This is an optimization exercise on Yosys and OpenROAD, whose aim is a short achievable clock period and few clock cycles, not a production implementation. Only simulation tests tie the RTL to the original design; equivalence was not proved. Not every run is shown, and edits may drop behaviour that the tests do not exercise. Power figures rest on the tool's default switching activity, not on a simulated workload.

==> design.v <==
localparam 
    ADDR_BITS = 32,
    WORD_BYTES = 4,
    WORD_BYTES_WIDTH = 2,    
    WORD_BITS = (WORD_BYTES * 8),
    ELEMENT_WORDS = 4,
    ELEMENT_WORDS_WIDTH = 2,    
    BLOCK_WIDTH = (ELEMENT_WORDS_WIDTH + WORD_BYTES_WIDTH),    
    ELEMENT_NUM = 64,
    WAYS = 2,
    ELEMENT_INDEX_WIDTH = 6,    
    SET_INDEX_WIDTH = 5,    
    TAG_BITS = (ADDR_BITS - SET_INDEX_WIDTH - BLOCK_WIDTH);   
module cache (
	input wire clk,   
	input wire rst,   
	input wire [ADDR_BITS-1:0] addr,   
    input wire load,    
	input wire store,   
	input wire edit,    
	input wire invalid,   
    input wire [2:0] u_b_h_w,  
	input wire [31:0] din,   
	output reg hit,   
	output reg [31:0] dout,   
	output reg valid,   
	output reg dirty,   
	output reg [TAG_BITS-1:0] tag   
	);
     localparam 
    ADDR_BITS = 32,
    WORD_BYTES = 4,
    WORD_BYTES_WIDTH = 2,    
    WORD_BITS = (WORD_BYTES * 8),
    ELEMENT_WORDS = 4,
    ELEMENT_WORDS_WIDTH = 2,    
    BLOCK_WIDTH = (ELEMENT_WORDS_WIDTH + WORD_BYTES_WIDTH),    
    ELEMENT_NUM = 64,
    WAYS = 2,
    ELEMENT_INDEX_WIDTH = 6,    
    SET_INDEX_WIDTH = 5,    
    TAG_BITS = (ADDR_BITS - SET_INDEX_WIDTH - BLOCK_WIDTH);   
    wire [31:0] word1, word2;
    wire [15:0] half_word1, half_word2;
    wire [7:0]  byte1, byte2;
    wire recent1, recent2, valid1, valid2, dirty1, dirty2;
    wire [TAG_BITS-1:0] tag1, tag2;
    wire hit1, hit2;
    reg [ELEMENT_NUM-1:0] inner_recent;
    reg [ELEMENT_NUM-1:0] inner_valid;
    reg [ELEMENT_NUM-1:0] inner_dirty;
    reg [TAG_BITS-1:0] inner_tag [0:ELEMENT_NUM-1];
    reg [31:0] inner_data [0:ELEMENT_NUM*ELEMENT_WORDS-1];
    wire [TAG_BITS-1:0] addr_tag;
    wire [SET_INDEX_WIDTH-1:0] addr_index;      
    wire [ELEMENT_INDEX_WIDTH-1:0] addr_element1; 
    wire [ELEMENT_INDEX_WIDTH-1:0] addr_element2;      
    wire [ELEMENT_INDEX_WIDTH+ELEMENT_WORDS_WIDTH-1:0] addr_word1;
    wire [ELEMENT_INDEX_WIDTH+ELEMENT_WORDS_WIDTH-1:0] addr_word2;  
    assign addr_tag = addr[31:32-TAG_BITS];              
    assign addr_index = addr[31-TAG_BITS:27-TAG_BITS];   
    assign addr_element1 = {addr_index, 1'b0};
    assign addr_element2 = {addr_index, 1'b1};           
    assign addr_word1 = {addr_element1, addr[ELEMENT_WORDS_WIDTH+WORD_BYTES_WIDTH-1:WORD_BYTES_WIDTH]};
    assign addr_word2 = {addr_element2, addr[ELEMENT_WORDS_WIDTH+WORD_BYTES_WIDTH-1:WORD_BYTES_WIDTH]};  
    assign word1 = inner_data[addr_word1];
    assign word2 = inner_data[addr_word2];   
    assign half_word1 = addr[1] ? word1[31:16] : word1[15:0];
    assign half_word2 = addr[1] ? word2[31:16] : word2[15:0];    
    assign byte1 = addr[1] ?
                   addr[0] ? word1[31:24] : word1[23:16] :
                   addr[0] ? word1[15:8] :  word1[7:0]   ;
    assign byte2 = addr[1] ?
                   addr[0] ? word2[31:24] : word2[23:16] :
                   addr[0] ? word2[15:8] :  word2[7:0]   ;       
    assign recent1 = inner_recent[addr_element1];
    assign recent2 = inner_recent[addr_element2];                
    assign valid1 = inner_valid[addr_element1];
    assign valid2 = inner_valid[addr_element2];                  
    assign dirty1 = inner_dirty[addr_element1];
    assign dirty2 = inner_dirty[addr_element2];                  
    assign tag1 = inner_tag[addr_element1];
    assign tag2 = inner_tag[addr_element2];                      
    assign hit1 = valid1 & (tag1 == addr_tag);
    assign hit2 = valid2 & (tag2 == addr_tag);                   
    always @ (negedge clk) begin
        valid <= valid1 & valid2;                
        dirty <= recent1 & dirty2 |
                 ~recent1 & dirty1;              
        tag <= recent1 ? tag2 : tag1;            
        hit <= hit1 | hit2;                      
        if (load) begin
            if (hit1) begin
                dout <=
                    u_b_h_w[1] ? word1 :
                    u_b_h_w[0] ? {u_b_h_w[2] ? 16'b0 : {16{half_word1[15]}}, half_word1} :
                    {u_b_h_w[2] ? 24'b0 : {24{byte1[7]}}, byte1};
                inner_recent[addr_element1] <= 1'b1;
                inner_recent[addr_element2] <= 1'b0;
            end
            else if (hit2) begin  
                 dout <=
                    u_b_h_w[1] ? word2 :
                    u_b_h_w[0] ? {u_b_h_w[2] ? 16'b0 : {16{half_word2[15]}}, half_word2} :
                    {u_b_h_w[2] ? 24'b0 : {24{byte2[7]}}, byte2};
                inner_recent[addr_element1] <= 1'b0;
                inner_recent[addr_element2] <= 1'b1;
            end
        end
        else dout <= inner_data[ recent1 ? addr_word2 : addr_word1 ];
        if (edit) begin
            if (hit1) begin
                inner_data[addr_word1] <= 
                    u_b_h_w[1] ?         
                        din
                    :
                        u_b_h_w[0] ?     
                            addr[1] ?        
                                {din[15:0], word1[15:0]} 
                            :
                                {word1[31:16], din[15:0]} 
                        :    
                            addr[1] ?
                                addr[0] ?
                                    {din[7:0], word1[23:0]}    
                                :
                                    {word1[31:24], din[7:0], word1[15:0]}  
                            :
                                addr[0] ?
                                    {word1[31:16], din[7:0], word1[7:0]}    
                                :
                                    {word1[31:8], din[7:0]}  
                ;
                inner_dirty[addr_element1] <= 1'b1;
                inner_recent[addr_element1] <= 1'b1;
                inner_recent[addr_element2] <= 1'b0;
            end
            else if (hit2) begin  
                inner_data[addr_word2] <= 
                    u_b_h_w[1] ?         
                        din
                    :
                        u_b_h_w[0] ?     
                            addr[1] ?        
                                {din[15:0], word2[15:0]} 
                            :
                                {word2[31:16], din[15:0]} 
                        :    
                            addr[1] ?
                                addr[0] ?
                                    {din[7:0], word2[23:0]}    
                                :
                                    {word2[31:24], din[7:0], word2[15:0]}  
                            :
                                addr[0] ?
                                    {word2[31:16], din[7:0], word2[7:0]}    
                                :
                                    {word2[31:8], din[7:0]}  
                ;
                inner_dirty[addr_element2] <= 1'b1;
                inner_recent[addr_element1] <= 1'b0;
                inner_recent[addr_element2] <= 1'b1;
            end
        end
        if (store) begin
            if (recent1) begin   
                inner_data[addr_word2] <= din;
                inner_valid[addr_element2] <= 1'b1;
                inner_dirty[addr_element2] <= 1'b0;
                inner_tag[addr_element2] <= addr_tag;
            end else begin
                inner_data[addr_word1] <= din;
                inner_valid[addr_element1] <= 1'b1;
                inner_dirty[addr_element1] <= 1'b0;
                inner_tag[addr_element1] <= addr_tag;
            end
        end
        if (invalid) begin
            inner_recent[addr_element1] <= 1'b0;
            inner_recent[addr_element2] <= 1'b0;
            inner_valid[addr_element1] <= 1'b0;
            inner_valid[addr_element2] <= 1'b0;
            inner_dirty[addr_element1] <= 1'b0;
            inner_dirty[addr_element2] <= 1'b0;
        end
        if (rst) begin
            inner_recent <= {ELEMENT_NUM{1'b0}};
            inner_valid <= {ELEMENT_NUM{1'b0}};
            inner_dirty <= {ELEMENT_NUM{1'b0}};
        end
    end
endmodule
module cmu (
		input clk,
		input rst,
		input [31:0] addr_rw,
		input en_r,
		input en_w,
        input [2:0] u_b_h_w,
		input [31:0] data_w,
		output [31:0] data_r,
		output stall,
		output reg mem_cs_o,
		output reg mem_we_o,
		output reg [31:0] mem_addr_o,
		input [31:0] mem_data_i,
		output [31:0] mem_data_o,
		input mem_ack_i
	);
     localparam 
    ADDR_BITS = 32,
    WORD_BYTES = 4,
    WORD_BYTES_WIDTH = 2,    
    WORD_BITS = (WORD_BYTES * 8),
    ELEMENT_WORDS = 4,
    ELEMENT_WORDS_WIDTH = 2,    
    BLOCK_WIDTH = (ELEMENT_WORDS_WIDTH + WORD_BYTES_WIDTH),    
    ELEMENT_NUM = 64,
    WAYS = 2,
    ELEMENT_INDEX_WIDTH = 6,    
    SET_INDEX_WIDTH = 5,    
    TAG_BITS = (ADDR_BITS - SET_INDEX_WIDTH - BLOCK_WIDTH);   
    reg [ADDR_BITS-1:0] cache_addr;
    reg cache_load;
    reg cache_store;
    reg cache_edit;
    reg [2:0] cache_u_b_h_w;
    reg [WORD_BITS-1:0] cache_din;
    wire cache_hit;
    wire [WORD_BITS-1:0] cache_dout;
    wire cache_valid;
    wire cache_dirty;
    wire [TAG_BITS-1:0] cache_tag;
    cache CACHE (
        .clk(clk),
        .rst(rst),
        .addr(cache_addr),
        .load(cache_load),
        .store(cache_store),
        .edit(cache_edit),
        .invalid(1'b0),
        .u_b_h_w(cache_u_b_h_w),
        .din(cache_din),
        .hit(cache_hit),
        .dout(cache_dout),
        .valid(cache_valid),
        .dirty(cache_dirty),
        .tag(cache_tag)
    );
    localparam
        S_IDLE = 0,
        S_PRE_BACK = 1,
        S_BACK = 2,
        S_FILL = 3,
        S_WAIT = 4;
    reg [2:0]state;
    reg [2:0]next_state;
    reg [ELEMENT_WORDS_WIDTH-1:0]word_count;
    reg [ELEMENT_WORDS_WIDTH-1:0]next_word_count;
    always @ (posedge clk) begin
        if (rst) begin
            state <= S_IDLE;
            word_count <= 2'b00;
        end
        else begin
            state <= next_state;
            word_count <= next_word_count;
        end
    end
    always @ (*) begin
        if (rst) begin
            next_state = S_IDLE;
            next_word_count = 2'b00;
        end
        else begin
            case (state)
                S_IDLE: begin
                    next_state = S_IDLE;
                    if (en_r || en_w) begin
                        if (cache_hit)
                            next_state = S_IDLE;         
                        else if (cache_valid && cache_dirty)
                            next_state = S_PRE_BACK;     
                        else
                            next_state = S_FILL;         
                    end
                    next_word_count = 2'b00;
                end
                S_PRE_BACK: begin
                    next_state = S_BACK;         
                    next_word_count = 2'b00;
                end
                S_BACK: begin
                    if (mem_ack_i && word_count == {ELEMENT_WORDS_WIDTH{1'b1}})     
                        next_state = S_FILL;     
                    else
                        next_state = S_BACK;     
                    if (mem_ack_i)
                        next_word_count = word_count+1;  
                    else
                        next_word_count = word_count;
                end
                S_FILL: begin
                    if (mem_ack_i && word_count == {ELEMENT_WORDS_WIDTH{1'b1}})
                        next_state = S_WAIT;     
                    else
                        next_state = S_FILL;     
                    if (mem_ack_i)
                        next_word_count = word_count+1;  
                    else
                        next_word_count = word_count;
                end
                S_WAIT: begin
                    next_state = S_IDLE;     
                    next_word_count = 2'b00;
                end
                default: begin
                    next_state = S_IDLE;
                    next_word_count = 2'b00;
                end
            endcase
        end
    end
    always @ (*) begin
        case(state)
            S_IDLE, S_WAIT: begin
                cache_addr = addr_rw;
                cache_load = en_r;
                cache_edit = en_w;
                cache_store = 1'b0;
                cache_u_b_h_w = u_b_h_w;
                cache_din = data_w;
            end
            S_BACK, S_PRE_BACK: begin
                cache_addr = {addr_rw[ADDR_BITS-1:BLOCK_WIDTH], next_word_count, {ELEMENT_WORDS_WIDTH{1'b0}}};
                cache_load = 1'b0;
                cache_edit = 1'b0;
                cache_store = 1'b0;
                cache_u_b_h_w = 3'b010;
                cache_din = 32'b0;
            end
            S_FILL: begin
                cache_addr = {addr_rw[ADDR_BITS-1:BLOCK_WIDTH], word_count, {ELEMENT_WORDS_WIDTH{1'b0}}};
                cache_load = 1'b0;
                cache_edit = 1'b0;
                cache_store = mem_ack_i;
                cache_u_b_h_w = 3'b010;
                cache_din = mem_data_i;
            end
            default: begin
                cache_addr = addr_rw;
                cache_load = 1'b0;
                cache_edit = 1'b0;
                cache_store = 1'b0;
                cache_u_b_h_w = u_b_h_w;
                cache_din = data_w;
            end
        endcase
    end
    assign data_r = cache_dout;
    always @ (*) begin
        case (next_state)
            S_IDLE, S_PRE_BACK, S_WAIT: begin
                mem_cs_o = 1'b0;
                mem_we_o = 1'b0;
                mem_addr_o = 32'b0;
            end
            S_BACK: begin
                mem_cs_o = 1'b1;
                mem_we_o = 1'b1;
                mem_addr_o = {cache_tag, addr_rw[ADDR_BITS-TAG_BITS-1:BLOCK_WIDTH], next_word_count, {ELEMENT_WORDS_WIDTH{1'b0}}};
            end
            S_FILL: begin
                mem_cs_o = 1'b1;
                mem_we_o = 1'b0;
                mem_addr_o = {addr_rw[ADDR_BITS-1:BLOCK_WIDTH], next_word_count, {ELEMENT_WORDS_WIDTH{1'b0}}};
            end
            default: begin
                mem_cs_o = 1'b0;
                mem_we_o = 1'b0;
                mem_addr_o = 32'b0;
            end
        endcase
    end
    assign mem_data_o = cache_dout;
    assign stall = ~(next_state == S_IDLE);   
endmodule
==> run.sh <==
#!/bin/bash
# synth_recipe.tcl (not shown) runs the flow's synth.tcl, then flattens the netlist and writes it again
# the make line also repeats each setting of config.mk as NAME=value (left out here)
make -C /OpenROAD-flow-scripts/flow DESIGN_CONFIG=/design/flow/config.mk WORK_HOME=/design/flow/orfs CLKGATE_MAP_FILE= SYNTH_SCRIPT=/design/flow/synth_recipe.tcl finish
==> config.mk <==
export PLATFORM = sky130hd
export DESIGN_NAME = cmu
export DESIGN_NICKNAME = cmu
export VERILOG_FILES = /design/flow/design.v
export SDC_FILE = /design/flow/constraint.sdc
export NUM_CORES = 8
export LEC_CHECK = 0
export CAP_MARGIN = 20
export CORE_MARGIN = 2
export CORE_UTILIZATION = 30
export SLEW_MARGIN = 20
export SYNTH_MEMORY_MAX_BITS = 16384
==> constraint.sdc <==
create_clock -name core_clock -period 27.0 [get_ports {clk}]
set_input_delay 5.4000 -clock core_clock [delete_from_list [all_inputs] [get_ports {clk}]]
set_output_delay 5.4000 -clock core_clock [all_outputs]
set_load 0.01 [all_outputs]
run_1/metal_density.png
29 x 29 tiles, from white (low) to dark blue (high), scaled to the fullest tile. Values are wire area over tile area, all layers added.
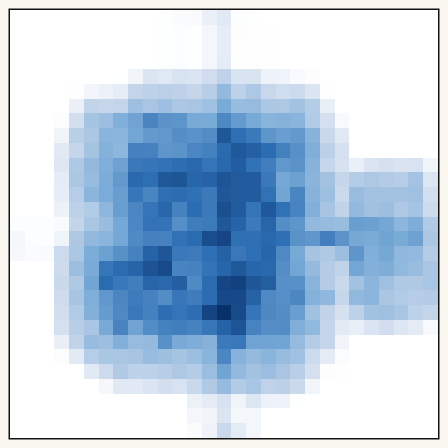
tiles over half the peak: 25%
emptiest ninth of the die: upper right
fullest tile: 0.84
mean over tiles: 0.24
nearly empty tiles: 38%

run_1/io_placement.png
Pins as bars across the die edge, other pins in grey.
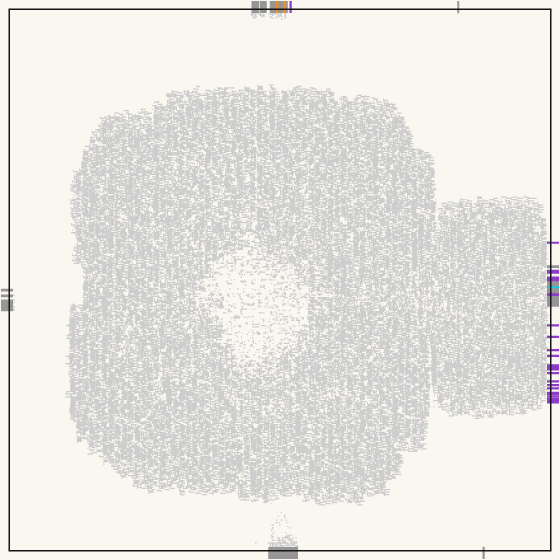
| port | colour | pins | direction | edge |
|---|---|---|---|---|
| stall | cyan | 1 | output | right |
| addr_rw | purple | 32 | input | 31 right, 1 top |
| u_b_h_w | orange | 3 | input | top |
port buffer count: 200
die span in y: 1160 um
die width: 1160 um

run_1/chip.png
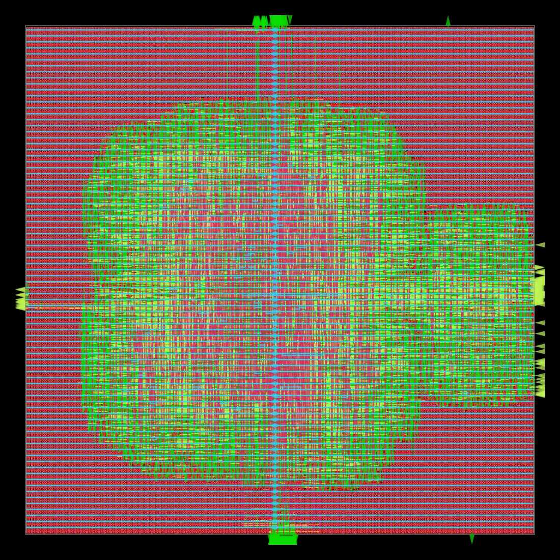
Die Area: 1.33 mm2
IO Pins: 203

==> results.toml, run 1 <==
[sta]
finalClockSkew_ps = 113
holdWs_ps = 460
setup_violations = 0

[drt]
wl_met2_um = 727000
drtIter0Drc = 50660

[layout]
multiInputGateArea_mm2 = 0.0976
final_cell_mix = "10.2k x inv_1, 9696 x edfxtp_1, 1763 x nand2_1"
final_area_mm2 = 0.510
seq_cells = 9887
diodes = 279

[cts]
numCtsBuffers = 1082
cts_hold_buf = 0
cts_root_buf = "clkbuf_16"

[worst_setup_path]
crit_family = "compound AO/OA/AOI/OAI gates"
critPathBufInv = 10
rr_startpoint = "state[1]"
startpoint = "addr_rw[2]"
worstSetupEndpointType = "register"
rrSetupSlack_ps = 4880

[placement]
post-place-ws_ps = 88.2

[power]
powerSeq_uw = 18200
clockPowerShare = 0.419

[synthesis]
ys_warn_count = 2
synth_top_family_by_area = "multiplexers"
synth_area_leaders = "edfxtp_1 73%, mux4_2 9.7%, mux2i_1 3.0%, nand2_1 1.7%, a21oi_1 1.0%"
ys.flop_type = "edfxtp_1"
yosys.area.top_type = "edfxtp_1"

[min_path]
hold_class = "reg2reg"

[grt]
grt_pass1_vias = 290831
grt.overflow.total = 0
grt_usage = 0.245

[status]
outcome = "complete, no violations"
Testbench counts for the RTL of run 1, summed over its fixed seeds: cycles 340,426.
run_1/clk_routes.png
Drawn at 0.5 px/um.
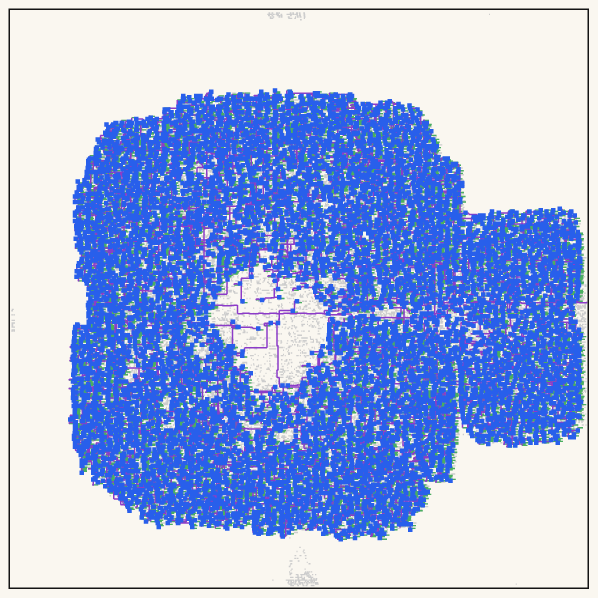

## Run 2: files that changed since run 1, shown whole
removed: run.sh
==> design.v <==
localparam 
    ADDR_BITS = 32,
    WORD_BYTES = 4,
    WORD_BYTES_WIDTH = 2,    
    WORD_BITS = (WORD_BYTES * 8),
    ELEMENT_WORDS = 4,
    ELEMENT_WORDS_WIDTH = 2,    
    BLOCK_WIDTH = (ELEMENT_WORDS_WIDTH + WORD_BYTES_WIDTH),    
    ELEMENT_NUM = 64,
    WAYS = 2,
    ELEMENT_INDEX_WIDTH = 6,    
    SET_INDEX_WIDTH = 5,    
    TAG_BITS = (ADDR_BITS - SET_INDEX_WIDTH - BLOCK_WIDTH);   
module cmu (
        input clk,
        input rst,
        input [31:0] addr_rw,
        input en_r,
        input en_w,
        input [2:0] u_b_h_w,
        input [31:0] data_w,
        output [31:0] data_r,
        output stall,
        output mem_cs_o,
        output mem_we_o,
        output [31:0] mem_addr_o,
        input [31:0] mem_data_i,
        output [31:0] mem_data_o,
        input mem_ack_i
    );
     localparam 
    ADDR_BITS = 32,
    WORD_BYTES = 4,
    WORD_BYTES_WIDTH = 2,    
    WORD_BITS = (WORD_BYTES * 8),
    ELEMENT_WORDS = 4,
    ELEMENT_WORDS_WIDTH = 2,    
    BLOCK_WIDTH = (ELEMENT_WORDS_WIDTH + WORD_BYTES_WIDTH),    
    ELEMENT_NUM = 64,
    WAYS = 2,
    ELEMENT_INDEX_WIDTH = 6,    
    SET_INDEX_WIDTH = 5,    
    TAG_BITS = (ADDR_BITS - SET_INDEX_WIDTH - BLOCK_WIDTH);   
    integer i, b;
    reg [8191:0] dmem;               
    reg [TAG_BITS-1:0] tagm [0:63];  
    reg [63:0] valid;
    reg [63:0] dirty;
    reg [31:0] recent1;              
    reg        s2v;                  
    reg        q_re, q_we;
    reg [31:0] q_addr;
    reg [2:0]  q_bhw;
    reg [3:0]  q_be;
    reg [31:0] q_sdata;
    reg [TAG_BITS-1:0] s_tag0, s_tag1;
    reg        s_v0, s_v1, s_d0, s_d1, s_rec;
    reg [127:0] s_l0, s_l1;          
    reg        cs;
    reg [1:0]  m_v, m_d;             
    reg [TAG_BITS-1:0] m_vtag0, m_vtag1, m_tag0, m_tag1;
    reg [5:0]  m_line0, m_line1;     
    reg [15:0] m_mask0, m_mask1;     
    reg [2:0]  idx;                  
    reg [127:0] vbuf;                
    reg        fq_v;
    reg [5:0]  fq_line;
    reg [1:0]  fq_word;
    reg [31:0] fq_raw;
    reg [3:0]  fq_mask;
    reg        rc_cs, rc_we, rn_cs, rn_we;
    reg [29:0] rc_addr, rn_addr;
    reg [31:0] rc_data, rn_data;
    wire a_v = m_v[cs];
    wire b_v = m_v[~cs];
    wire a_d = m_d[cs];
    wire b_d = m_d[~cs];
    wire [TAG_BITS-1:0] a_vtag = cs ? m_vtag1 : m_vtag0;
    wire [TAG_BITS-1:0] a_tag = cs ? m_tag1 : m_tag0;
    wire [5:0] a_line = cs ? m_line1 : m_line0;
    wire [5:0] b_line = cs ? m_line0 : m_line1;
    wire [15:0] a_mask = cs ? m_mask1 : m_mask0;
    wire [TAG_BITS-1:0] r_tag = q_addr[31:9];
    wire [4:0] r_set = q_addr[8:4];
    wire [1:0] r_word = q_addr[3:2];
    wire hit0 = s_v0 & (s_tag0 == r_tag);
    wire hit1 = s_v1 & (s_tag1 == r_tag);
    wire hit = hit0 | hit1;
    wire vway = s_rec;
    wire [TAG_BITS-1:0] v_tag = vway ? s_tag1 : s_tag0;
    wire [5:0] vl = {r_set, vway};
    wire vdirty = s_v0 & s_v1 & (vway ? s_d1 : s_d0);
    wire [5:0] hl = {r_set, hit1};
    wire in_a = a_v & (a_line == hl);
    wire in_b = b_v & (b_line == hl);
    wire arrived = idx[2] & (idx[1:0] > r_word);      
    wire avail = ~in_b & (~in_a | arrived);
    wire fresh = fq_v & (fq_line == hl) & (fq_word == r_word);
    wire [127:0] hline = hit1 ? s_l1 : s_l0;
    wire [31:0] sword = hline[r_word*32 +: 32];
    wire [31:0] lword;
    genvar gb;
    generate
        for (gb = 0; gb < 4; gb = gb + 1) begin : g_lw
            assign lword[gb*8 +: 8] = (fresh & ~fq_mask[gb]) ? fq_raw[gb*8 +: 8] : sword[gb*8 +: 8];
        end
    endgenerate
    wire [15:0] lhalf = q_addr[1] ? lword[31:16] : lword[15:0];
    wire [7:0]  lbyte = q_addr[0] ? lhalf[15:8] : lhalf[7:0];
    assign data_r = q_bhw[1] ? lword :
                    q_bhw[0] ? {q_bhw[2] ? 16'b0 : {16{lhalf[15]}}, lhalf} :
                               {q_bhw[2] ? 24'b0 : {24{lbyte[7]}}, lbyte};
    wire quiet = ~a_v | (~b_v & (idx == 3'd7));
    wire done = s2v & hit & (q_we | avail) & quiet;
    assign stall = ~done;
    wire st_done = done & q_we;
    wire can_accept = ~b_v & (~a_v | (idx[2] & (a_line != vl))) & ~(fq_v & (fq_line == vl));
    wire alloc = s2v & ~hit & can_accept;
    wire a_last = (idx == 3'd7);
    wire adv = mem_ack_i & a_v;
    wire fill_now = adv & idx[2];
    wire a_free_n = ~a_v | (adv & a_last & ~b_v);    
    wire [2:0] idx_inc = idx + 3'd1;
    wire st_a = st_done & a_v & (a_line == hl);
    wire st_b = st_done & b_v & (b_line == hl);
    wire new_slot = a_v ? ~cs : cs;
    reg        cs_n;
    reg [1:0]  m_v_n, m_d_n;
    reg [TAG_BITS-1:0] m_vtag0_n, m_vtag1_n, m_tag0_n, m_tag1_n;
    reg [5:0]  m_line0_n, m_line1_n;
    reg [2:0]  idx_n;
    reg [127:0] vbuf_n;
    always @(*) begin
        cs_n = cs; m_v_n = m_v; m_d_n = m_d;
        m_vtag0_n = m_vtag0; m_vtag1_n = m_vtag1; m_tag0_n = m_tag0; m_tag1_n = m_tag1;
        m_line0_n = m_line0; m_line1_n = m_line1;
        idx_n = idx; vbuf_n = vbuf;
        if (adv) begin
            if (a_last) begin
                m_v_n[cs] = 1'b0;
                cs_n = ~cs;
                idx_n = b_d ? 3'd0 : 3'd4;
            end
            else idx_n = idx_inc;
        end
        if (alloc) begin
            m_v_n[new_slot] = 1'b1;
            m_d_n[new_slot] = vdirty;
            if (new_slot) begin
                m_vtag1_n = v_tag; m_tag1_n = r_tag; m_line1_n = vl;
            end
            else begin
                m_vtag0_n = v_tag; m_tag0_n = r_tag; m_line0_n = vl;
            end
            if (a_free_n) idx_n = vdirty ? 3'd0 : 3'd4;
            vbuf_n = vway ? s_l1 : s_l0;
        end
        if (rst) begin
            cs_n = 1'b0;
            m_v_n = 2'b00;
            idx_n = 3'd0;
        end
    end
    always @(posedge clk) begin
        cs <= cs_n; m_v <= m_v_n; m_d <= m_d_n;
        m_vtag0 <= m_vtag0_n; m_vtag1 <= m_vtag1_n; m_tag0 <= m_tag0_n; m_tag1 <= m_tag1_n;
        m_line0 <= m_line0_n; m_line1 <= m_line1_n;
        idx <= idx_n; vbuf <= vbuf_n;
        if (rst) begin
            fq_v <= 1'b0;
            m_mask0 <= 16'b0;
            m_mask1 <= 16'b0;
        end
        else begin
            fq_v <= fill_now;
            if (alloc) begin
                if (new_slot) m_mask1 <= 16'b0;
                else m_mask0 <= 16'b0;
            end
            if (st_a && !(idx[2] && idx[1:0] > r_word)) begin
                if (cs) m_mask1[r_word*4 +: 4] <= m_mask1[r_word*4 +: 4] | q_be;
                else m_mask0[r_word*4 +: 4] <= m_mask0[r_word*4 +: 4] | q_be;
            end
            if (st_b) begin
                if (cs) m_mask0[r_word*4 +: 4] <= m_mask0[r_word*4 +: 4] | q_be;
                else m_mask1[r_word*4 +: 4] <= m_mask1[r_word*4 +: 4] | q_be;
            end
        end
    end
    always @(posedge clk) begin
        fq_line <= a_line;
        fq_word <= idx[1:0];
        fq_raw <= mem_data_i;
        fq_mask <= a_mask[idx[1:0]*4 +: 4] |
                   ((st_a && idx[2] && idx[1:0] == r_word) ? q_be : 4'b0);
    end
    always @(posedge clk) begin
        if (rst) begin
            valid <= 64'b0;
            dirty <= 64'b0;
            recent1 <= 32'b0;
        end
        else begin
            if (alloc) begin
                tagm[vl] <= r_tag;
                valid[vl] <= 1'b1;
                dirty[vl] <= 1'b0;
                recent1[r_set] <= ~vway;
            end
            if (done) begin
                if (q_we) dirty[hl] <= 1'b1;
                recent1[r_set] <= ~hit1;
            end
        end
    end
    wire [7:0] st_idx = {hl, r_word};
    wire [7:0] f_idx = {fq_line, fq_word};
    always @(posedge clk) begin
        for (i = 0; i < 256; i = i + 1)
            for (b = 0; b < 4; b = b + 1) begin
                if (st_done && st_idx == i && q_be[b])
                    dmem[i*32 + b*8 +: 8] <= q_sdata[b*8 +: 8];
                else if (fq_v && f_idx == i && !fq_mask[b])
                    dmem[i*32 + b*8 +: 8] <= fq_raw[b*8 +: 8];
            end
    end
    wire [4:0] in_set = addr_rw[8:4];
    wire [1:0] in_word = addr_rw[3:2];
    wire [5:0] l0 = {in_set, 1'b0};
    wire [5:0] l1 = {in_set, 1'b1};
    wire [127:0] ln0 = dmem[l0*128 +: 128];
    wire [127:0] ln1 = dmem[l1*128 +: 128];
    reg [127:0] s_l0_d, s_l1_d;
    always @(*) begin
        s_l0_d = ln0;
        s_l1_d = ln1;
        for (i = 0; i < 4; i = i + 1)
            for (b = 0; b < 4; b = b + 1) begin
                if (fq_v && f_idx == {l0, i[1:0]} && !fq_mask[b])
                    s_l0_d[i*32 + b*8 +: 8] = fq_raw[b*8 +: 8];
                if (fq_v && f_idx == {l1, i[1:0]} && !fq_mask[b])
                    s_l1_d[i*32 + b*8 +: 8] = fq_raw[b*8 +: 8];
            end
    end
    wire al0 = alloc & ~vway;
    wire al1 = alloc & vway;
    wire [TAG_BITS-1:0] s_tag0_d = al0 ? addr_rw[31:9] : tagm[l0];
    wire [TAG_BITS-1:0] s_tag1_d = al1 ? addr_rw[31:9] : tagm[l1];
    wire s_v0_d = al0 | valid[l0];
    wire s_v1_d = al1 | valid[l1];
    wire s_d0_d = ~al0 & dirty[l0];
    wire s_d1_d = ~al1 & dirty[l1];
    wire s_rec_d = alloc ? ~vway : recent1[in_set];
    always @(posedge clk) begin
        if (rst) s2v <= 1'b0;
        else s2v <= (en_r | en_w) & ~done;
        q_re <= en_r;
        q_we <= en_w;
        q_addr <= addr_rw;
        q_bhw <= u_b_h_w;
        q_be <= u_b_h_w[1] ? 4'b1111 :
                u_b_h_w[0] ? (addr_rw[1] ? 4'b1100 : 4'b0011) :
                             (4'b0001 << addr_rw[1:0]);
        q_sdata <= u_b_h_w[1] ? data_w :
                   u_b_h_w[0] ? {2{data_w[15:0]}} : {4{data_w[7:0]}};
        s_tag0 <= s_tag0_d;
        s_tag1 <= s_tag1_d;
        s_v0 <= s_v0_d;
        s_v1 <= s_v1_d;
        s_d0 <= s_d0_d;
        s_d1 <= s_d1_d;
        s_rec <= s_rec_d;
        s_l0 <= s_l0_d;
        s_l1 <= s_l1_d;
    end
    wire a_v_n = m_v_n[cs_n];
    wire b_v_n = m_v_n[~cs_n];
    wire b_d_n = m_d_n[~cs_n];
    wire [TAG_BITS-1:0] a_vtag_n = cs_n ? m_vtag1_n : m_vtag0_n;
    wire [TAG_BITS-1:0] a_tag_n = cs_n ? m_tag1_n : m_tag0_n;
    wire [TAG_BITS-1:0] b_vtag_n = cs_n ? m_vtag0_n : m_vtag1_n;
    wire [TAG_BITS-1:0] b_tag_n = cs_n ? m_tag0_n : m_tag1_n;
    wire [5:0] a_line_n = cs_n ? m_line1_n : m_line0_n;
    wire [5:0] b_line_n = cs_n ? m_line0_n : m_line1_n;
    wire a_last_n = (idx_n == 3'd7);
    wire [2:0] idx_inc_n = idx_n + 3'd1;
    wire vway_d = s_rec_d;
    wire vdirty_d = s_v0_d & s_v1_d & (vway_d ? s_d1_d : s_d0_d);
    wire [TAG_BITS-1:0] vtag_d = vway_d ? s_tag1_d : s_tag0_d;
    always @(posedge clk) begin
        rc_cs <= a_v_n;
        rc_we <= a_v_n ? ~idx_n[2] : vdirty_d;
        rc_addr <= a_v_n ? {idx_n[2] ? a_tag_n : a_vtag_n, a_line_n[5:1], idx_n[1:0]}
                         : {vdirty_d ? vtag_d : addr_rw[31:9], addr_rw[8:4], 2'b00};
        rc_data <= a_v_n ? vbuf_n[idx_n[1:0]*32 +: 32] : (vway_d ? s_l1_d[31:0] : s_l0_d[31:0]);
        rn_cs <= a_v_n & (~a_last_n | b_v_n);
        rn_we <= a_last_n ? b_d_n : ~idx_inc_n[2];
        rn_addr <= a_last_n ? {b_d_n ? b_vtag_n : b_tag_n, b_line_n[5:1], 2'b00}
                            : {idx_inc_n[2] ? a_tag_n : a_vtag_n, a_line_n[5:1], idx_inc_n[1:0]};
        rn_data <= vbuf_n[idx_inc_n[1:0]*32 +: 32];
    end
    assign mem_cs_o   = mem_ack_i ? rn_cs : (rc_cs | alloc);
    assign mem_we_o   = mem_ack_i ? rn_we : rc_we;
    assign mem_addr_o = mem_ack_i ? {rn_addr, 2'b00} : {rc_addr, 2'b00};
    assign mem_data_o = mem_ack_i ? rn_data : rc_data;
endmodule
==> flow/run.sh <==
#!/bin/bash
# The standard layout, with changes to how it is made (the constraints are
# unchanged): the pins are placed by flow/io.tcl, ORFS's timing repair is asked
# to keep SETUP_MARGIN ns of setup slack beyond the design's period, the
# resizer may change a cell's footprint, and antenna repair after global
# routing keeps a margin (flow/antenna.tcl).
set -euo pipefail
SETUP_MARGIN=${SETUP_MARGIN:-16}
bash standard.sh synth > synth.log 2>&1
bash standard.sh IO_CONSTRAINTS=$PWD/flow/io.tcl SETUP_SLACK_MARGIN=$SETUP_MARGIN MATCH_CELL_FOOTPRINT=0 \
    POST_GLOBAL_ROUTE_TCL=$PWD/flow/antenna.tcl finish > layout.log 2>&1
==> flow/antenna.tcl <==
# After global routing: protect long nets against antenna effects with a margin,
# so that few are left for the repair after detailed routing.
repair_antennas -ratio_margin 25 -iterations 3
check_placement -verbose
write_guides $::env(RESULTS_DIR)/route.guide
==> flow/io.tcl <==
# Pin placement: the main-memory interface on the right edge, with mem_ack_i in
# the middle of the outputs it selects; the processor interface on the left edge.
set lo {}
set hi {}
for {set i 0} {$i < 16} {incr i} { lappend lo "mem_data_o\[$i\]" "mem_addr_o\[$i\]" }
for {set i 16} {$i < 32} {incr i} { lappend hi "mem_data_o\[$i\]" "mem_addr_o\[$i\]" }
set memgroup [concat $lo [list mem_cs_o mem_ack_i mem_we_o] $hi]
set_io_pin_constraint -pin_names $memgroup -region right:* -group -order
set memin {}
for {set i 0} {$i < 32} {incr i} { lappend memin "mem_data_i\[$i\]" }
set_io_pin_constraint -pin_names $memin -region right:*
set cpu [list stall en_r en_w]
for {set i 0} {$i < 32} {incr i} { lappend cpu "addr_rw\[$i\]" "data_w\[$i\]" "data_r\[$i\]" }
for {set i 0} {$i < 3} {incr i} { lappend cpu "u_b_h_w\[$i\]" }
set_io_pin_constraint -pin_names $cpu -region left:*
==> standard.sh <==
#!/bin/bash
# synth_recipe.tcl (not shown) runs the flow's synth.tcl, then flattens the netlist and writes it again
# the make line also repeats each setting of config.mk as NAME=value (left out here)
make -C /OpenROAD-flow-scripts/flow DESIGN_CONFIG=/design/flow/config.mk WORK_HOME=/design/flow/orfs CLKGATE_MAP_FILE= SYNTH_SCRIPT=/design/flow/synth_recipe.tcl "${@:-finish}"
==> config.mk <==
export PLATFORM = sky130hd
export DESIGN_NAME = cmu
export DESIGN_NICKNAME = cmu
export VERILOG_FILES = /design/flow/design.v
export SDC_FILE = /design/flow/constraint.sdc
export NUM_CORES = 8
export LEC_CHECK = 0
export CAP_MARGIN = 40
export CORE_MARGIN = 2
export CORE_UTILIZATION = 30
export SLEW_MARGIN = 40
export SYNTH_MEMORY_MAX_BITS = 16384
run_2/clk_routes.png
Drawn at 0.5 px/um.
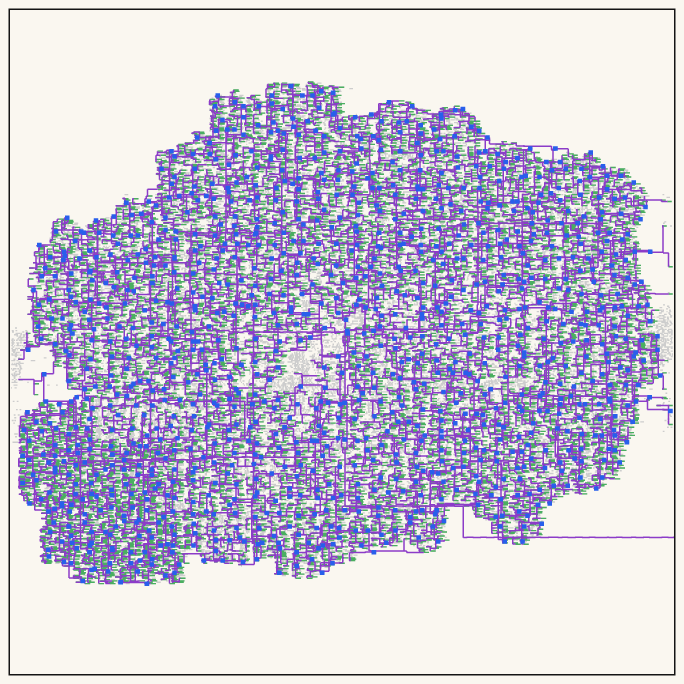
[clock drivers] blue | count: 1134
[clock wires] purple | length: 142 mm
[flip-flops] green | count: 10649
routed clock nets: 1135

run_2/chip.png
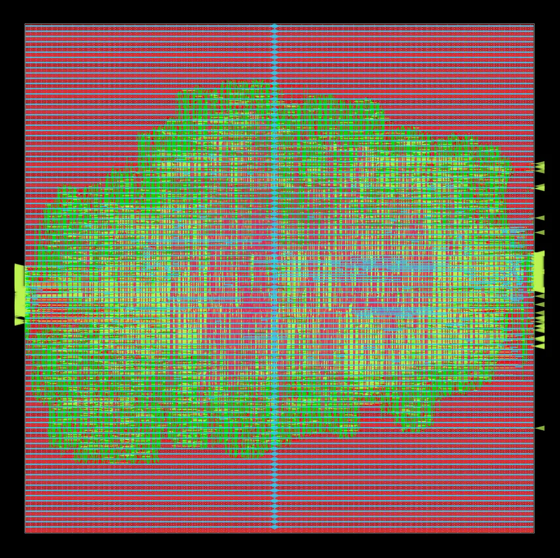
post-route insts no fill: 56.1k
fin util: 0.346
final WL: 2220000 um
post-route cell area: 0.606 mm2

==> run 2 against run 1 <==
  * Now fails the layout checks on antenna rules
  * First-iteration DRC count is 10% higher
  * Routed wire length up 30%
  * Critical endpoint is now mem_data_o[26]
  * Non-clock buffer count shrank 127
==> results.toml, run 2 <==
[floorplanning]
die-area_mm2 = 1.76
die_x_um = 1330
io_pins = 203
die_y_um = 1330

[power]
clockPowerShare = 0.400
powerSeq_uw = 19300
leakagePower_uw = 0.189

[synthesis]
ys_warn_count = 1
synth_compound_area_frac = 0.0264
ys.flop_type = "edfxtp_1"
yosys.area.top_type = "edfxtp_1"
synth_top_family_by_area = "multiplexers"
synth_area_leaders = "edfxtp_1 55%, mux2_2 17%, mux4_2 13%, dfxtp_1 3.7%, clkbuf_1 2.0%"

[cts]
cts_root_buf = "clkbuf_16"
cts_hold_buf = 0
numCtsBuffers = 1134
cts_tree = "built"

[drt]
ant_nets = 1
remaining_drc_errors = 0
wl_met2_um = 906000

[status]
outcome = "finished with violations"
so_faults = "antenna rules"

[grt]
grt_usage = 0.241
grt_pass1_vias = 316981
grt.overflow.total = 0

[sta]
setup_violations = 0
finalClockSkew_ps = 136
postLayoutSetupSlackWorst_ps = 15590
holdWs_ps = 455

[layout]
multiInputGateArea_mm2 = 0.210
seq_cells = 10649
diodes = 576

[worst_setup_path]
criticalPathCategory = "in2out"
rrSetupSlack_ps = 19440
rr_startpoint = "q_addr[23]"
critPathBufInv = 2
startpoint = "mem_ack_i"
crit_family = "multiplexers"

[placement]
dpl_cell_area_mm2 = 0.563
portBuffers = 200
post-place-ws_ps = 14560

[min_path]
hold_class = "reg2reg"
Testbench counts for the RTL of run 2, summed over its fixed seeds: cycles 335,207.
run_2/io_placement.png
Pins as bars across the die edge, other pins in grey.
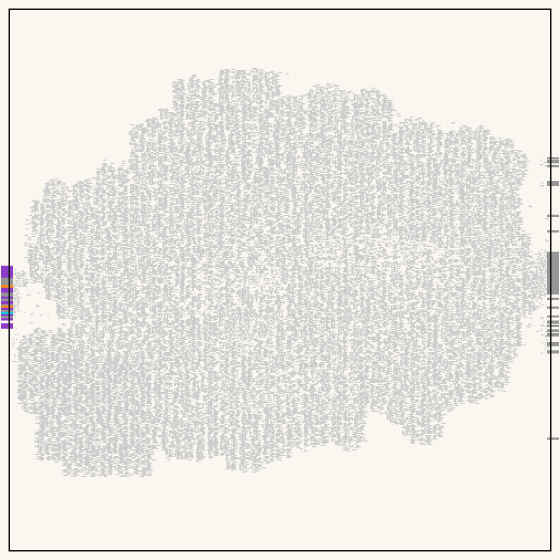

--- run 3 (diff from run 2) ---
==> flow/run.sh (replaced) <==
#!/bin/bash
# The standard layout, with changes to how it is made (the constraints are
# unchanged): the pins are placed by flow/io.tcl, ORFS's timing repair is asked
# to keep SETUP_MARGIN ns of setup slack beyond the design's period, the
# resizer may change a cell's footprint, and nets longer than 150 um are
# buffered after placement (flow/wires.tcl).
set -euo pipefail
SETUP_MARGIN=${SETUP_MARGIN:-16}
bash standard.sh synth > synth.log 2>&1
bash standard.sh IO_CONSTRAINTS=$PWD/flow/io.tcl SETUP_SLACK_MARGIN=$SETUP_MARGIN MATCH_CELL_FOOTPRINT=0 \
    POST_RESIZE_TCL=$PWD/flow/wires.tcl finish > layout.log 2>&1
==> flow/wires.tcl (new file) <==
# After the standard repair_design in placement: also buffer nets longer than
# 150 um, so that no long wire ends on a small gate (antenna rule) and slews
# keep a margin once the wires are routed.
repair_design -max_wire_length 150 -slew_margin 40 -cap_margin 40
removed: flow/antenna.tcl
run_3/io_placement.png
Pins as bars across the die edge, other pins in grey.
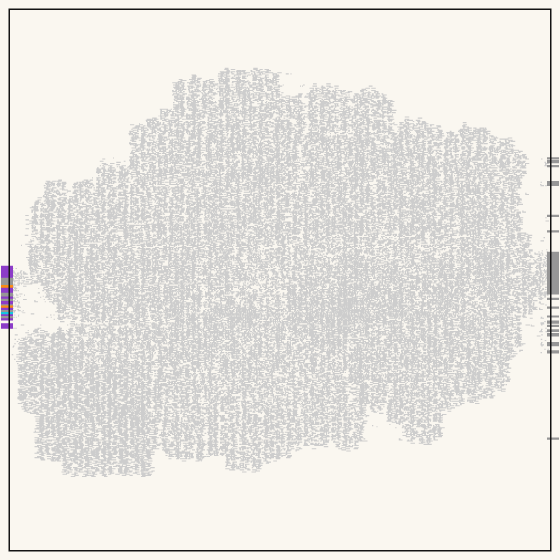
| port | colour | pins | direction | edge |
|---|---|---|---|---|
| u_b_h_w | orange | 3 | input | left |
| addr_rw | purple | 32 | input | left |
| stall | cyan | 1 | output | left |
all pins by edge: 102 left, 101 right
die span in y: 1330 um
die width: 1330 um

==> run 3 against run 2 <==
  * Now clean on timing, DRC and antenna
  * Clock power hardly changed
  * Final cell count is 13% higher
  * Register-to-register slack worse by 200 ps
  * Clock-buffer cell count is 42 higher
  * Clock skew is 25 ps higher
  * Fmax is 0.81% lower
  * Routed wire length is 2.0% higher
  * Area after synthesis stayed put
  * Via count is 11% higher
  * Critical path type unchanged
  * Largest cell class unchanged
==> results.toml, run 3 <==
[cts]
cts_root_buf = "clkbuf_16"
cts_hold_buf = 0
cts_setup_buffers = 43
cts_tree = "built"
clock_path_buffers = 6
numCtsBuffers = 1198

[grt]
grt_pass1_vias = 359205
grt_usage = 0.245
grt.overflow.total = 0

[layout]
reg_top3 = "dmem x8192, tagm x1472"
multiInputGateArea_mm2 = 0.209
nNonClkInverters = 73
final_cell_mix = "9666 x edfxtp_1, 7978 x mux2_2, 3900 x buf_4"
fin_cells = 63509
final_util = 0.385
diodes = 100
ff_latch_area_mm2 = 0.310
seq_cells = 10649
fillerInstances = 158651
final_area_mm2 = 0.674

[min_path]
hold_class = "reg2reg"

[sta]
postLayoutSetupSlackWorst_ps = 15500
finalClockSkew_ps = 162
setup_violations = 0

[placement]
dpl_cell_area_mm2 = 0.635
gp_congestion = 1.08
post-place-ws_ps = 14480
portBuffers = 200

[synthesis]
synth_compound_area_frac = 0.0264
yosys.area.top_type = "edfxtp_1"
synth_top_family_by_area = "multiplexers"

[worst_setup_path]
worstSetupEndpointType = "output pin"
rrSetupSlack_ps = 19240
critPathBufInv = 3
crit_family = "buffers and inverters"
rr_startpoint = "q_addr[19]"
criticalPathCategory = "in2out"
startpoint = "mem_ack_i"

[drt]
ant_nets = 0
drt_wl_total_um = 2260000
drtIter0Drc = 64597
wl_met2_um = 942000

[floorplanning]
die-area_mm2 = 1.76
io_pins = 203

[power]
leakagePower_uw = 0.230
clockPowerShare = 0.385

[status]
outcome = "complete, no violations"
run_3/wires.png
Drawn at 0.5 px/um. Two of the layers only.
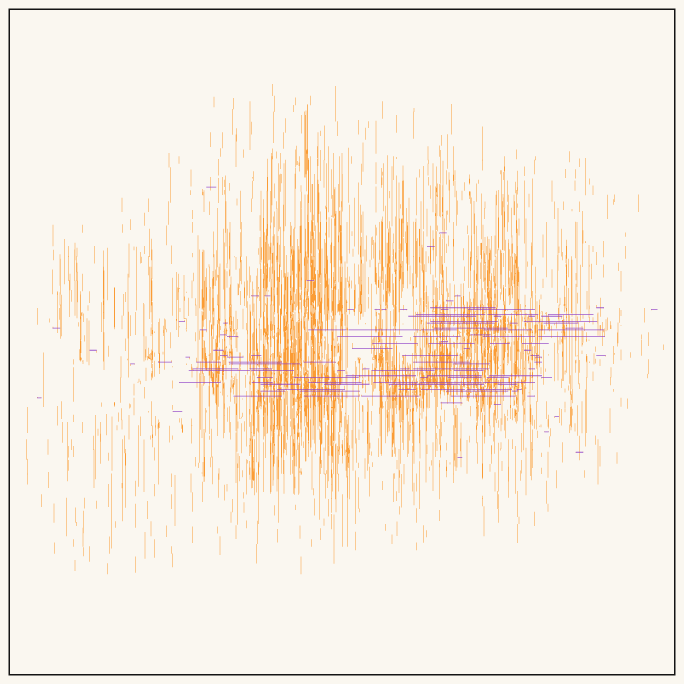
| layer | colour | wire length |
|---|---|---|
| metal 4 | orange | 134 mm |
| metal 5 | purple | 7510 um |

run_3/clk_routes.png
Drawn at 0.5 px/um.
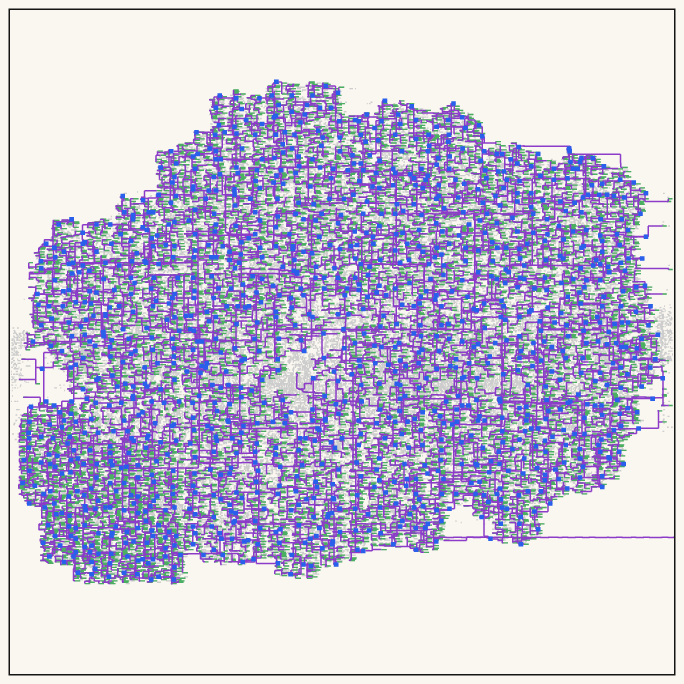

--- run 4 (diff from run 3) ---
--- a/design.v
+++ b/design.v
@@ -97,6 +97,7 @@
     wire avail = ~in_b & (~in_a | arrived);
-    wire fresh = fq_v & (fq_line == hl) & (fq_word == r_word);
-    wire [127:0] hline = hit1 ? s_l1 : s_l0;
-    wire [31:0] sword = hline[r_word*32 +: 32];
-    wire [31:0] lword;
+    wire fresh0 = fq_v & (fq_line == {r_set, 1'b0}) & (fq_word == r_word);
+    wire fresh1 = fq_v & (fq_line == {r_set, 1'b1}) & (fq_word == r_word);
+    wire [31:0] sword0 = s_l0[r_word*32 +: 32];
+    wire [31:0] sword1 = s_l1[r_word*32 +: 32];
+    wire [31:0] lword0, lword1;
     genvar gb;
@@ -104,10 +105,20 @@
         for (gb = 0; gb < 4; gb = gb + 1) begin : g_lw
-            assign lword[gb*8 +: 8] = (fresh & ~fq_mask[gb]) ? fq_raw[gb*8 +: 8] : sword[gb*8 +: 8];
+            assign lword0[gb*8 +: 8] = (fresh0 & ~fq_mask[gb]) ? fq_raw[gb*8 +: 8] : sword0[gb*8 +: 8];
+            assign lword1[gb*8 +: 8] = (fresh1 & ~fq_mask[gb]) ? fq_raw[gb*8 +: 8] : sword1[gb*8 +: 8];
         end
     endgenerate
-    wire [15:0] lhalf = q_addr[1] ? lword[31:16] : lword[15:0];
-    wire [7:0]  lbyte = q_addr[0] ? lhalf[15:8] : lhalf[7:0];
-    assign data_r = q_bhw[1] ? lword :
-                    q_bhw[0] ? {q_bhw[2] ? 16'b0 : {16{lhalf[15]}}, lhalf} :
-                               {q_bhw[2] ? 24'b0 : {24{lbyte[7]}}, lbyte};
+    function [31:0] load_fmt(input [31:0] w, input [1:0] lo, input [2:0] bhw);
+        reg [15:0] h;
+        reg [7:0] c;
+        begin
+            h = lo[1] ? w[31:16] : w[15:0];
+            c = lo[0] ? h[15:8] : h[7:0];
+            load_fmt = bhw[1] ? w :
+                       bhw[0] ? {bhw[2] ? 16'b0 : {16{h[15]}}, h} :
+                                {bhw[2] ? 24'b0 : {24{c[7]}}, c};
+        end
+    endfunction
+    wire [31:0] ld0 = load_fmt(lword0, q_addr[1:0], q_bhw);
+    wire [31:0] ld1 = load_fmt(lword1, q_addr[1:0], q_bhw);
+    assign data_r = hit1 ? ld1 : ld0;
     wire quiet = ~a_v | (~b_v & (idx == 3'd7));
run_4/clk_routes.png
Drawn at 0.5 px/um.
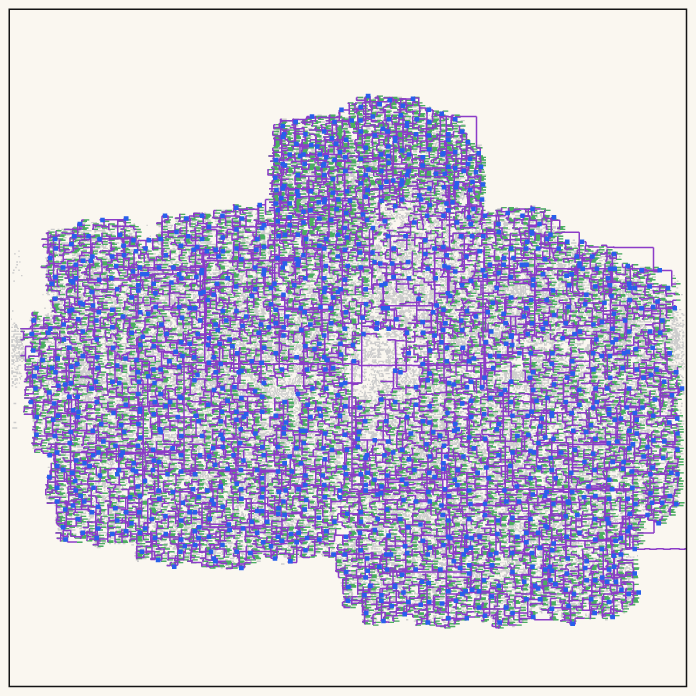
[clock wires] purple | length: 144 mm
[flip-flops] green | count: 10649
[clock drivers] blue | count: 1216
routed clock nets: 1217
Setup Skew: 171 ps
Worst-Skew Late Latency: 1400 ps

==> run 4 against run 3 <==
  * Critical path type unchanged
  * Final cell count increased by 2.5%
  * Utilization decreased by 0.37 points
  * Clock skew grew 9.1 ps
  * Critical endpoint is now mem_addr_o[31]
  * Synthesized cell count rose by 2.0%
  * Die area rose by 3.5%
  * Worst setup slack worse by 100 ps
  * Non-clock buffer count rose by 42
  * Sequential power hardly changed
==> results.toml, run 4 <==
[drt]
ant_nets = 0
remaining_drc_errors = 0
drtIter0Drc = 64205
wl_met2_um = 937000

[floorplanning]
die-area_mm2 = 1.83
tap_cells = 24104
io_pins = 203
die_x_um = 1350
die_y_um = 1350

[worst_setup_path]
rrSetupSlack_ps = 19690
rr_endpoint = "dmem[5919]"
startpoint = "mem_ack_i"
crit_family = "buffers and inverters"
worstSetupEndpointType = "output pin"
critPathBufInv = 4
rr_startpoint = "q_addr[28]"

[synthesis]
ys_warn_count = 1
yosys.area.top_type = "edfxtp_1"
synth_compound_area_frac = 0.0246
synth_top_family_by_area = "multiplexers"
synth_area_leaders = "edfxtp_1 53%, mux4_2 13%, mux2_2 10%, mux2_4 7.9%, dfxtp_1 3.6%"

[grt]
grt.overflow.total = 0
grt.busiest_layer = "met2"
grt_pass1_vias = 358405
grt_usage = 0.235

[cts]
cts_hold_buf = 0
cts_tree = "built"
cts_setup_buffers = 20
clock_path_buffers = 6
numCtsBuffers = 1216

[layout]
n_all_buffers = 9636
reg_top3 = "dmem x8192, tagm x1472"
final_cell_mix = "9666 x edfxtp_1, 4801 x mux2_2, 4023 x buf_4"
seq_cells = 10649
diodes = 66
nNonClkInverters = 41
fin_cells = 65070
final_area_mm2 = 0.692
final_common_cell = "edfxtp_1"
final_util = 0.382
ff_latch_area_mm2 = 0.310

[placement]
gp_congestion = 0.988
portBuffers = 200
post-place-ws_ps = 14370
dpl_cell_area_mm2 = 0.653

[flow_run]
maxCapViolCount = 0

[power]
power.internal_uw = 30500
powerSeq_uw = 18600
leakagePower_uw = 0.251
clockPowerShare = 0.393

[min_path]
hold_class = "reg2reg"

[sta]
holdWs_ps = 460
setup_violations = 0
postLayoutSetupSlackWorst_ps = 15390

[status]
outcome = "complete, no violations"
Testbench counts for the RTL of run 4, summed over its fixed seeds: cycles 335,207.
run_4/io_placement.png
Pins as bars across the die edge, other pins in grey.
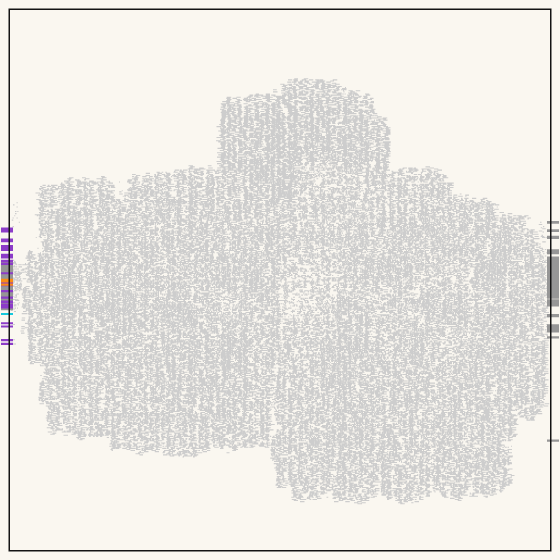
| port | colour | pins | direction | edge |
|---|---|---|---|---|
| stall | cyan | 1 | output | left |
| addr_rw | purple | 32 | input | left |
| u_b_h_w | orange | 3 | input | left |

run_4/chip.png
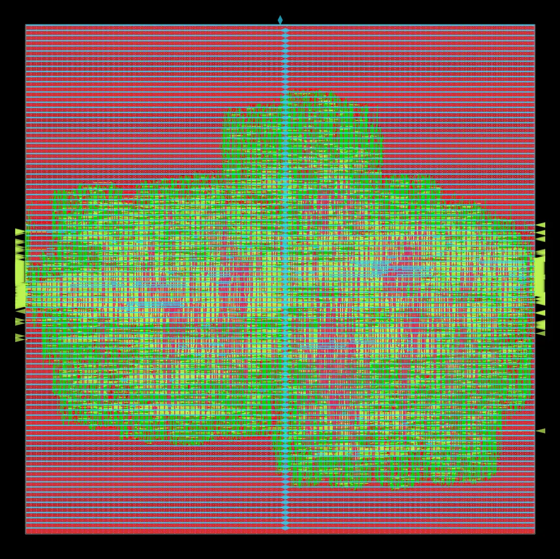

--- run 5 (diff from run 4) ---
==> flow/wires.tcl (replaced) <==
# After the standard repair_design in placement: also buffer nets longer than
# 150 um, so that no long wire ends on a small gate (antenna rule) and slews
# keep a margin once the wires are routed. The net from mem_ack_i's input
# buffer, which selects the main-memory outputs, is left to timing repair.
set ack_nets {}
foreach c [get_cells -of_objects [get_pins -of_objects [get_nets mem_ack_i]]] {
  foreach p [get_pins -of_objects $c -filter "direction==output"] {
    lappend ack_nets [get_nets -of_objects $p]
  }
}
puts "wires.tcl: keeping [llength $ack_nets] net(s) from mem_ack_i as they are"
set_dont_touch $ack_nets
repair_design -max_wire_length 150 -slew_margin 40 -cap_margin 40
unset_dont_touch $ack_nets
run_5/chip.png
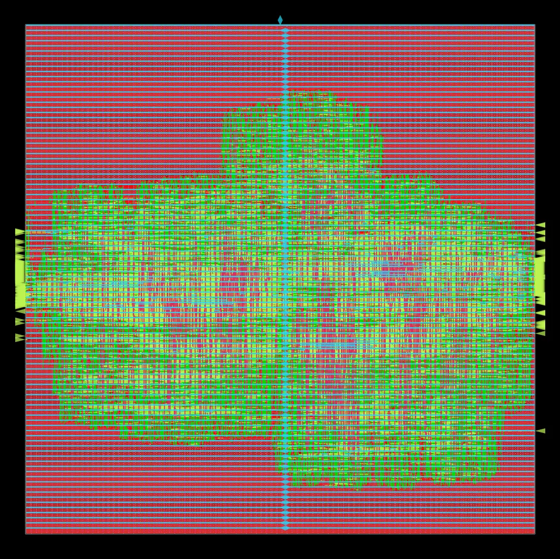
post-route cell area: 0.691 mm2
post-route insts no fill: 65.1k
die width: 1350 um
final WL: 2240000 um

==> run 5 against run 4 <==
  * Utilization is essentially flat
  * Non-clock buffer count decreased by 19
  * Worst setup slack better by 190 ps
  * Fmax grew 1.7%
  * Global-route usage barely moved
  * Clock power barely moved
  * Sequential cell count unchanged
  * Critical path depth is 2 lower
  * Critical path type unchanged
  * Highest routed layer unchanged
==> results.toml, run 5 <==
[grt]
grt.busiest_layer = "met2"
grt_pass1_wl_um = 3030000
globalRouteMet2Util = 0.339
grt.overflow.total = 0
grt_pass1_vias = 357940

[worst_setup_path]
criticalPathCategory = "in2out"
rr_startpoint = "q_addr[19]"
rrSetupSlack_ps = 19640
rr_endpoint = "dmem[5916]"
worstSetupEndpointType = "output pin"
crit_family = "multiplexers"
critPathBufInv = 2
startpoint = "mem_ack_i"

[drt]
drtIter0Drc = 63615
ant_nets = 0
wl_met2_um = 940000
remaining_drc_errors = 0

[power]
power.internal_uw = 30400
p_sw_frac = 0.268
p_sw_uw = 11100
powerSeq_uw = 18600
leakagePower_uw = 0.251
p_clk_uw = 16200
clockPowerShare = 0.389

[min_path]
hold_class = "reg2reg"

[sta]
postLayoutSetupSlackWorst_ps = 15580
finalClockSkew_ps = 171
holdWs_ps = 458

[placement]
dpl_cell_area_mm2 = 0.653
portBuffers = 200
gp_congestion = 0.988

[synthesis]
yosys.area.top_type = "edfxtp_1"
synth_top_family_by_area = "multiplexers"
ys.flop_type = "edfxtp_1"
synth_compound_area_frac = 0.0246
synth-seq-area-share = 0.569
synth_area_leaders = "edfxtp_1 53%, mux4_2 13%, mux2_2 10%, mux2_4 7.9%, dfxtp_1 3.6%"
ys_warn_count = 1

[cts]
cts_setup_buffers = 17
cts_root_buf = "clkbuf_16"
cts_hold_buf = 0
clk_latency_ps = 1400
clock_path_buffers = 6
cts_tree = "built"

[status]
outcome = "complete, no violations"

[layout]
final_util = 0.381
reg_top3 = "dmem x8192, tagm x1472"
final_cell_mix = "9666 x edfxtp_1, 4786 x mux2_2, 4005 x buf_4"
n_all_buffers = 9617
nNonClkInverters = 41
ff_latch_area_mm2 = 0.310
diodes = 92
fillerInstances = 165377
final_common_cell = "edfxtp_1"
largest-register = "dmem"
seq_cells = 10649

[floorplanning]
tap_cells = 24104
io_pins = 203
die-area_mm2 = 1.83
initial_core_util = 0.300
run_5/metal_density.png
34 x 34 tiles, from white (low) to dark blue (high), scaled to the fullest tile. Values are wire area over tile area, all layers added.
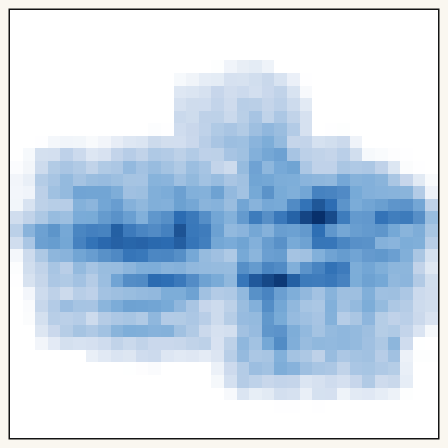
tiles over half the peak: 15%
densest ninth of the die: centre
emptiest ninth of the die: upper left
mean over tiles: 0.22
wire per inst: 34.5 um
gr usage total: 0.235

run_5/io_placement.png
Pins as bars across the die edge, other pins in grey.
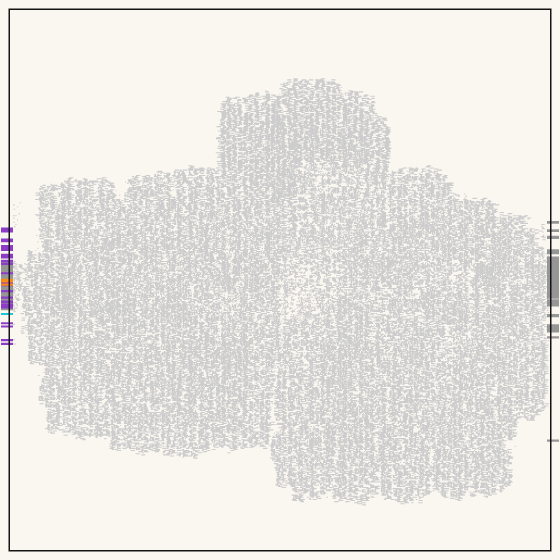

--- run 6 (diff from run 5) ---
--- a/config.mk
+++ b/config.mk
@@ -9,3 +9,3 @@
 export CORE_MARGIN = 2
-export CORE_UTILIZATION = 30
+export CORE_UTILIZATION = 35
 export SLEW_MARGIN = 40
run_6/io_placement.png
Pins as bars across the die edge, other pins in grey.
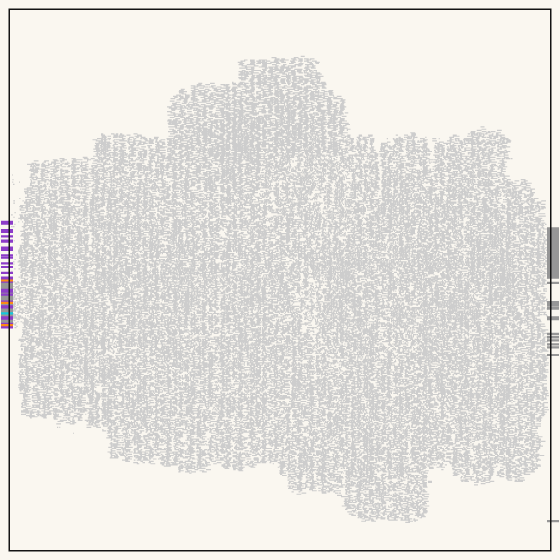
| port | colour | pins | direction | edge |
|---|---|---|---|---|
| addr_rw | purple | 32 | input | left |
| u_b_h_w | orange | 3 | input | left |
| stall | cyan | 1 | output | left |

==> run 6 against run 5 <==
  * Clock power about the same
  * Die area decreased by 14%
  * Synthesized cell count unchanged
  * Worst setup slack gained 9.1 ps
  * First-iteration DRC count rose by 0.70%
  * Largest power group unchanged
  * Sequential cell count stayed put
  * Final cell count down 5.6%
  * Clock-buffer cell count up 5
==> results.toml, run 6 <==
[status]
outcome = "complete, no violations"

[grt]
grt.busiest_layer = "met2"
globalRouteMet2Util = 0.393
grt.overflow.total = 0
grt_pass1_wl_um = 2990000

[layout]
nNonClkInverters = 41
final_util = 0.441
fillerInstances = 133892
final_cell_mix = "9666 x edfxtp_1, 4780 x mux2_2, 3893 x buf_4"
seq_cells = 10649

[floorplanning]
die-area_mm2 = 1.57
die_x_um = 1250
die_y_um = 1250

[cts]
numCtsBuffers = 1232
cts_setup_buffers = 16
cts_hold_buf = 0
clk_latency_ps = 1360
cts_root_buf = "clkbuf_16"

[power]
clockPowerShare = 0.394
p_sw_uw = 11000
p_clk_uw = 16300

[sta]
finalClockSkew_ps = 134
setup_violations = 0

[placement]
gp_congestion = 0.983
portBuffers = 200

[worst_setup_path]
rr_endpoint = "dmem[5015]"

[synthesis]
synth_compound_area_frac = 0.0246

[drt]
remaining_drc_errors = 0
run_6/metal_density.png
31 x 31 tiles, from white (low) to dark blue (high), scaled to the fullest tile. Values are wire area over tile area, all layers added.
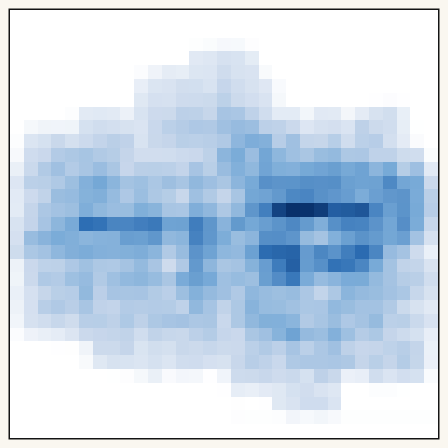
tiles over half the peak: 11%
fullest tile: 1.1
nearly empty tiles: 33%
final WL: 2200000 um
vias after detailed routing: 373k

## separate check: timing with driven ports
No port has a modelled driver above. Below, the same layouts with a new extraction and two added sets of constraints. Step 1, drivers: a clkbuf_16 drives clk and a buf_2 each remaining input, both assumed. Step 2 moves the port delays by t, midway between the first and last clock arrival at a register: inputs arrive t later, outputs are due t later. That takes back most of the time a late clock gives input paths. a / b / c = no drivers / after step 1 / after step 2; a / b = the first two.
run | shift t [ns] | slack for setup (ns) | hold slack, ns | worst data-port slew with drivers (ns)
run 2 | 1.507 | 15.589 / 14.904 / 14.544 | 0.455 / 0.455 / 0.455 | 0.78
run 3 | 1.489 | 15.496 / 15.244 / 14.457 | 0.428 / 0.428 / 0.428 | 0.27
run 4 | 1.516 | 15.393 / 15.117 / 14.656 | 0.460 / 0.460 / 0.460 | 0.31
run 5 | 1.517 | 15.583 / 15.032 / 14.669 | 0.458 / 0.458 / 0.458 | 0.59
run 6 | 1.472 | 15.592 / 14.995 / 14.528 | 0.463 / 0.463 / 0.463 | 0.64
For run 6, which loses most, drivers alone change the setup slack by -0.597 ns; drivers and shift together by -1.064 ns.
